Background: an optimization exercise with open tools, aiming at small area, a short achievable clock period and few clock cycles per item. Do not read the settings as production practice. Only simulation tests tie the RTL to the original design; equivalence was not proved.

`flow/design.v`:
```
`timescale 1ns / 1ps
module Division_Mod(A1,A2,B1,B2,Out1,Out2,Stall,Op,clk,rst);
	 parameter DATA_SIZE  = 8;
	 parameter OP_SIZE = 4;
	 parameter [OP_SIZE-1:0] DIV_OP = 4'b0011;
    input clk;
    input rst;
	 input [DATA_SIZE-1:0] A1;
	 input [DATA_SIZE-1:0] A2;
    input [DATA_SIZE-1:0] B1;
    input [DATA_SIZE-1:0] B2;
	 wire [DATA_SIZE*2:0] C1;
	 assign C1 = $signed(A1)*$signed(B1)+$signed(A2)*$signed(B2);
	 wire [DATA_SIZE*2:0] C2;
	 assign C2 = $signed(A2)*$signed(B1)-$signed(A1)*$signed(B2);
	 wire [DATA_SIZE*2:0] div;
	 assign div = $signed(B1)*$signed(B1)+$signed(B2)*$signed(B2);
	 wire neg1;
	 assign neg1 = C1[DATA_SIZE*2];
	 wire neg2;
	 assign neg2 = C2[DATA_SIZE*2];
	 wire negDiv;
	 assign negDiv = div[DATA_SIZE*2];
	 reg [DATA_SIZE*2:0] D1;
	 always @(C1,neg1)
	 begin
		if(neg1)
			D1 = -C1;
		else
			D1 = C1;
	 end
	 reg [DATA_SIZE*2:0] D2;
	 always @(C2,neg2)
	 begin
		if(neg2)
			D2 = -C2;
		else
			D2 = C2;
	 end
	 reg [DATA_SIZE*2:0] divAbs;
	 always @ (div,negDiv)
	 begin
		if(negDiv)
			divAbs = -div;
		else
			divAbs = div;
	 end
	 wire negOut1;
	 assign negOut1 = neg1 ^ negDiv;
	 wire negOut2;
	 assign negOut2 = neg2 ^ negDiv;
    output [DATA_SIZE-1:0] Out1;
    output [DATA_SIZE-1:0] Out2;	 
    output Stall;
    input [3:0] Op;
	 reg [3:0] State;
	 wire Stall;
	 assign Stall = (State!=4'd1)&&(Op==DIV_OP);
	 parameter NUMBER_OF_ZEROS = DATA_SIZE-2;
	 parameter NUMBER_OF_COMPARISIONS = NUMBER_OF_ZEROS + 1;
	 parameter HIGHEST_STATE = NUMBER_OF_ZEROS + 2;
	 parameter SIZE_OF_D1 = DATA_SIZE*2+1;
	 always @ (posedge clk)
	 begin
	 if(rst)
		State <= 4'd0;
	 else if(Op==DIV_OP)
		begin	
			if(State>0)
				State <= State-1;
			else
				State <= HIGHEST_STATE;
		end
	 end
	 reg [DATA_SIZE-1:0] OutAbs1;
	 reg [DATA_SIZE-1:0] OutAbs2;
	 reg [SIZE_OF_D1+NUMBER_OF_ZEROS:0] SubReg1;
	 reg [SIZE_OF_D1+NUMBER_OF_ZEROS:0] SubReg2;
	 reg [SIZE_OF_D1+NUMBER_OF_ZEROS:0] ShiftReg; 
	 reg [DATA_SIZE-1:0] IncReg;
	 always @ (posedge clk)
	 begin
		if((State==4'd0)&&(Op==DIV_OP))
		begin
			OutAbs1 <= 17'd0;
			OutAbs2 <= 17'd0;
			SubReg1 <= {16'd0,D1};
			SubReg2 <= {16'd0,D2};
			ShiftReg <= {divAbs,6'd0};
			IncReg <= 8'b01000000;
		end
		else if(State>1)
		begin
			if(ShiftReg<=SubReg1)
			begin
				SubReg1 <= SubReg1-ShiftReg;
				OutAbs1 <= OutAbs1+IncReg;
			end
			if(ShiftReg<=SubReg2)
			begin
				SubReg2 <= SubReg2-ShiftReg;
				OutAbs2 <= OutAbs2+IncReg;
			end
			IncReg <= IncReg>>1;
			ShiftReg <= ShiftReg>>1;
		end
	 end
	 reg [DATA_SIZE-1:0] Out1;
	 always @ (negOut1,OutAbs1)
	 begin
			if(negOut1)
				Out1 = -OutAbs1;
			else
				Out1 = OutAbs1;
	 end
	 reg [DATA_SIZE-1:0] Out2;
	 always @ (negOut2,OutAbs2)
	 begin
			if(negOut2)
				Out2 = -OutAbs2;
			else
				Out2 = OutAbs2;
	 end
endmodule
`timescale 1ns / 1ps
module Complex_Div(clk, rst, in_valid, in_ready, a, b, out_valid, q);
	 input clk;
	 input rst;
	 input in_valid;
	 output in_ready;
	 input [15:0] a;
	 input [15:0] b;
	 output out_valid;
	 output [15:0] q;
	 parameter [3:0] DIV_OP = 4'b0011;
	 reg busy;
	 reg [15:0] ra;
	 reg [15:0] rb;
	 wire stall;
	 wire [7:0] q1;
	 wire [7:0] q2;
	 Division_Mod d_mod(ra[15:8],ra[7:0],rb[15:8],rb[7:0],q1,q2,stall,busy ? DIV_OP : 4'b0000,clk,rst);
	 assign out_valid = busy & ~stall;
	 assign in_ready = ~busy | out_valid;
	 assign q = {q1,q2};
	 always @ (posedge clk)
	 begin
		if(rst)
			busy <= 1'b0;
		else if(in_valid & in_ready)
			busy <= 1'b1;
		else if(out_valid)
			busy <= 1'b0;
	 end
	 always @ (posedge clk)
	 begin
		if(in_valid & in_ready)
		begin
			ra <= a;
			rb <= b;
		end
	 end
endmodule
```
`flow/run.sh`:
```
#!/bin/bash
# synth_recipe.tcl (not shown) runs the flow's synth.tcl, then flattens the netlist and writes it again
# the make line also repeats each setting of config.mk as NAME=value (left out here)
make -C /OpenROAD-flow-scripts/flow DESIGN_CONFIG=/design/flow/config.mk WORK_HOME=/design/flow/orfs CLKGATE_MAP_FILE= SYNTH_SCRIPT=/design/flow/synth_recipe.tcl finish
```
`flow/config.mk`:
```
export PLATFORM = sky130hd
export DESIGN_NAME = Complex_Div
export DESIGN_NICKNAME = Complex_Div
export VERILOG_FILES = /design/flow/design.v
export SDC_FILE = /design/flow/constraint.sdc
export NUM_CORES = 4
export LEC_CHECK = 0
export CAP_MARGIN = 20
export CORE_MARGIN = 2
export CORE_UTILIZATION = 40
export SLEW_MARGIN = 20
```
`flow/constraint.sdc`:
```
create_clock -name core_clock -period 12.0 [get_ports {clk}]
set_input_delay 2.4000 -clock core_clock [delete_from_list [all_inputs] [get_ports {clk}]]
set_output_delay 2.4000 -clock core_clock [all_outputs]
set_load 0.01 [all_outputs]
```
==> images/final_placement.png <==
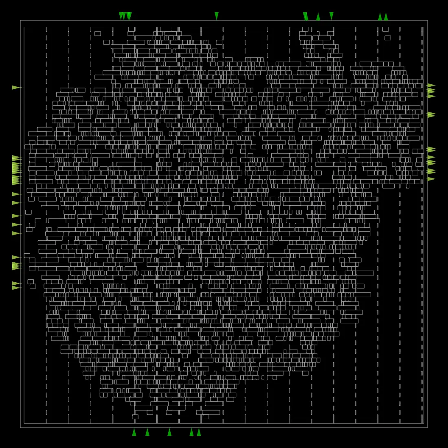
standard cell core area: 61800 um^2
num tapcells: 837
final cell count without fillers: 3745
number of flip-flops and latches: 131

==> flow_results.org <==
** Global route
- Via count of the first global-routing pass :: 19700
- Global routing usage summed across all routing layers :: 19.3%
- Total global routing overflow :: 0
- Initial antenna violation count :: 0
- Wire length of the first global-routing pass :: 99400 um
- Largest net degree at the start of global routing :: 42

** Die
- For this configuration, the core starts out at a cell density of 40.6%.
- For this design the top-level I/O count stands at 53.
- Total die area :: around 65000 um^2
- Row generation in the floorplan step produced just over 90 rows.
- The die is about 250 um tall.
- Die X-Extent :: around 250 um

** Synth
- For this run, asynchronously set or reset flops after synthesis account for 0%.
- Avg Cell Area, Syn :: about 8.7 um^2
- Counting every net in the synthesized netlist gives approximately 3500.
- Yosys warnings :: 2
- Number of different library cells in the post-synthesis netlist :: 80
- Post-synthesis simple-gate area fraction :: between 10% and 20%
- The synthesized netlist occupies a cell area of 25100 um^2.
- Register bit count reported by yosys :: between 100 and 150
- Xor and xnor area share after synthesis :: under 10%
- After synthesis, the largest family of logic cells by area is adder cells.
- Area fraction in compound gates after synthesis :: between 10% and 20%
- Post-synth top area share :: 24.8%
- Top area cells in the synthesized netlist :: fa_1, ha_1, edfxtp_1
- Number of flops mapped to enable cells by yosys :: a little over 80
- Summed over all instances, the cell type with the most area after synthesis is fa_1.
- Summing the sequential cell areas from Yosys gives about 14% of the chip area.
- Multiplexer share of the synthesized area :: 0.658%
- Top_reg_cell synth :: edfxtp_1
- Of the total synthesized cell area, the portion taken by full adders, half adders and majority gates is between 30 and 40%.
- Post-Synthesis Cells :: 2892

** Finish
- Commonest cells after routing, fill and taps aside :: inv_1, fa_1, ha_1, and2_1, xnor2_1
- Most common cell after layout, fill and taps aside :: inv_1
- Count of filler cells inserted in the layout :: ~6100
- Signed area change from the synthesized netlist to the final layout :: 7.81%
- Cells with a size suffix above 1 make up 3.20% of the layout.
- ANT cells :: 0
- After the last flow step, the layout net total stands at 3532.

** Critical path
- On the worst path, the slowest cell contributes a delay of 0.65 ns.
- Data arrives at the worst endpoint at about 8.4 ns.
- Nature of the critical path startpoint :: flip-flop
- Slowest stage cell on the critical path :: xnor2_1
- Kind of end point of the critical path :: primary output
- Counting stages on the worst path, the most repeated cell is inv_1.
- Critical path class :: flip-flop to primary output
- Counting both buffers and inverters, the worst setup path holds a total of 9.
- CP delay by family, top :: adder cells
- STA puts the critical path data required time at between 9 and 10 ns.
- Critical path fanouts, max :: 19

** Timing
- Across the routed clock network, the largest skew measured is about 0.017 ns.
- Count of endpoints failing setup in the final report :: 0
- The smallest clock period supported by the final layout is computed as around 11 ns.
- For the pin with the worst max-slew slack, the measured transition is about 1.0 ns.
- Number of pins with negative max-slew slack in the final report :: 0
- Headroom to the max-slew limit came out at 32.0%.
- Adding up every negative setup slack in the final design gives 0 ns.
- Based on the critical path, the design can be clocked at up to ~93 MHz.
- Setup repair after global routing left no endpoint under its margin.
- After layout, the worst path uses 89.8% of the clock period.

** Drt
- For this run, design rule violations remaining after detail routing come to 0.
- Before antenna repair, the detailed router went through 5 iterations.
- Count of vias placed by the detailed router :: ~19000
- Routed wire length :: around 59000 um
- Detail-routed net length per standard cell :: around 16 um
- For this block, the initial DRC count from the detailed router was between 1000 and 1500.
- Number of vias per cell :: 5.06
- In this run the remaining antenna-violating nets after routing total 0.

** Clocking
- TritonCTS created 17 clock buffers.
- After clock tree synthesis, the repair step resized 0 gates.
- Clock slew at reported path FFs :: 0.06 ns
- Hold repair after CTS inserted 0 buffers.
- CTS tree :: yes
- No sink is reached through more buffers than the 2 on the longest clock path.
- CTS saw between 100 and 150 sinks.
- Count of buffers added by post-CTS timing repair for setup :: 0
- The root buffer cell chosen for the clock tree is clkbuf_16.
- CTS built an H-tree with a depth of 4.
- Clock latency (worst-skew pair) :: about 0.48 ns

** Placement
- Global placer's final weighted congestion :: between 0.8 and 0.9
- Detailed placement ended at an HPWL of ~48000 um.
- Count of port buffers added during placement :: between 50 and 60

** Status
- The flow ran to the end and the layout has no timing, DRC or antenna violations.

** Hold path
- Hold Crit Class :: flip-flop to flip-flop

** Run
- Max-capacitance violation count :: 0
Testbench counts, summed over its fixed seeds: cycles 28,800, items 3,200.
==> images/registers.png <==
Other sequential cells in the stronger gray, the rest of the logic in the fainter gray.
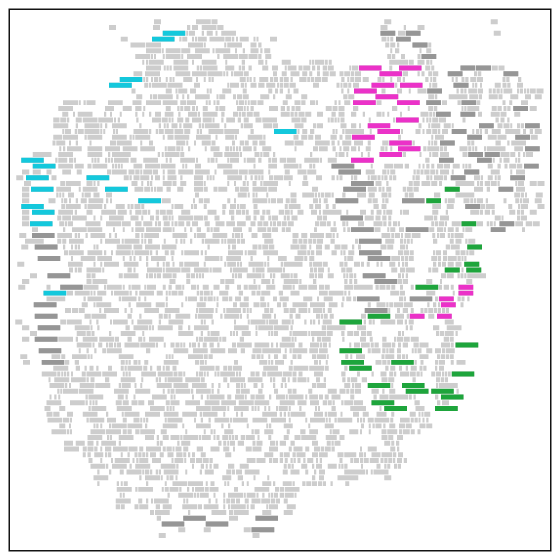
| color | netlist name | sequential cells |
|---|---|---|
| green | `d_mod.SubReg2` | 24 |
| magenta | `d_mod.ShiftReg` | 23 |
| cyan | `rb` | 16 |
not colored: 68
Seq. cell area: 3450 um^2
final design utilization: 43.7%

## registers in the layout (all words and copies together), names as in the netlist
register	count
busy	1
d_mod.IncReg	7
d_mod.OutAbs1	8
d_mod.OutAbs2	8
d_mod.ShiftReg	23
d_mod.State	4
d_mod.SubReg1	24
d_mod.SubReg2	24
ra	16
rb	16
## area by class of cell
class                   count  area (um^2)  share of cell area (%)
clock buffers              19          454                    1.68
well taps                 837         1050                    3.87
inverters                 586         2200                    8.13
flip-flops and latches    131         3450                    12.8
multi-input cells        2086        19100                    70.6
repair buffers             73          678                    2.51
clock inverters            13          110                   0.407
## routing by layer
metal / GRT usage [%] / vias to the layer above / share of wire (%)
li1: - / 9321 / -
met4: 6.76 / 0 / 2.9
met1: 25.3 / 9134 / 46
met5: 0 / - / 0
met3: 3.57 / 97 / 4.5
met2: 32.0 / 405 / 47
## worst reg2reg max path, cell delays in order (launching register included)
cell and delay (ns):
edfxtp_1 1.00, nand2_1 0.20, fa_1 0.55, fa_1 0.49, inv_1 0.05, fa_1 0.47
inv_1 0.05, fa_1 0.47, inv_1 0.04, ha_1 0.31, a21oi_1 0.22, o21bai_1 0.10
a21oi_1 0.21, o21bai_1 0.08, a21oi_1 0.29, xnor2_1 0.17, ha_1 0.45, nand3_1 0.10
o2bb2ai_1 0.22, a221oi_1 0.14, nor4_1 0.78, nand4_1 0.17, or4_1 0.51, o21ai_1 0.10
## through the flow
step                setup WS [ns]  hold WS, ns  area, um^2  instances
floorplan                    3.14        0.438       25100       2892
global placement             1.97        0.451       26500       3713
detailed placement           1.78        0.455       26500       3713
CTS                          1.21        0.467       27000       3745
global route                0.585        0.495       27000       3745
finish                       1.23        0.468       27000       3745
## cells in the mapped netlist, types with 48 or more instances
library cell and number:
and2_1 189, edfxtp_1 83, nand2_1 178, xor2_1 64, clkbuf_1 82, fa_1 311
ha_1 291, dfxtp_1 48, inv_1 585, o21ai_0 88, xnor2_1 181, nand3_1 59
a21oi_1 141, nor2_1 171
## worst paths after layout
kind / from / to / slack [ns] / cells past startpoint
worst min-delay path: d_mod.SubReg2[20] / d_mod.SubReg2[20] / 0.47 / 2
worst max register to register: rb[13] / d_mod.SubReg2[16] / 4.66 / 23
worst min register to register: d_mod.SubReg2[20] / d_mod.SubReg2[20] / 0.47 / 2
worst max-delay path: rb[7] / q[1] / 1.23 / 30

[separate check: timing with driven ports]
The flow's constraints put no driver on any port. The routed layout listed below was extracted and timed again, unchanged, in two steps.
Step 1 assumes that a clkbuf_16 drives the clock port and a buf_2 every other input.
Step 2 times the ports against the registers' clock, not the clock port: input delays grow and output delays shrink by t, the midpoint of the rising clock arrivals with the driver on.
Three values: ideal ports, drivers, drivers and shift; two values: the first two.
t, ns: 0.534
slack for setup (ns): 1.226 / 1.168 / 1.703
worst data-port slew with drivers (ns): 0.04
cell pins on the clock port's net: 1
After both steps this run still meets setup and hold. The setup slack of this run moves by -0.058 ns with the drivers and by +0.477 ns with both steps.
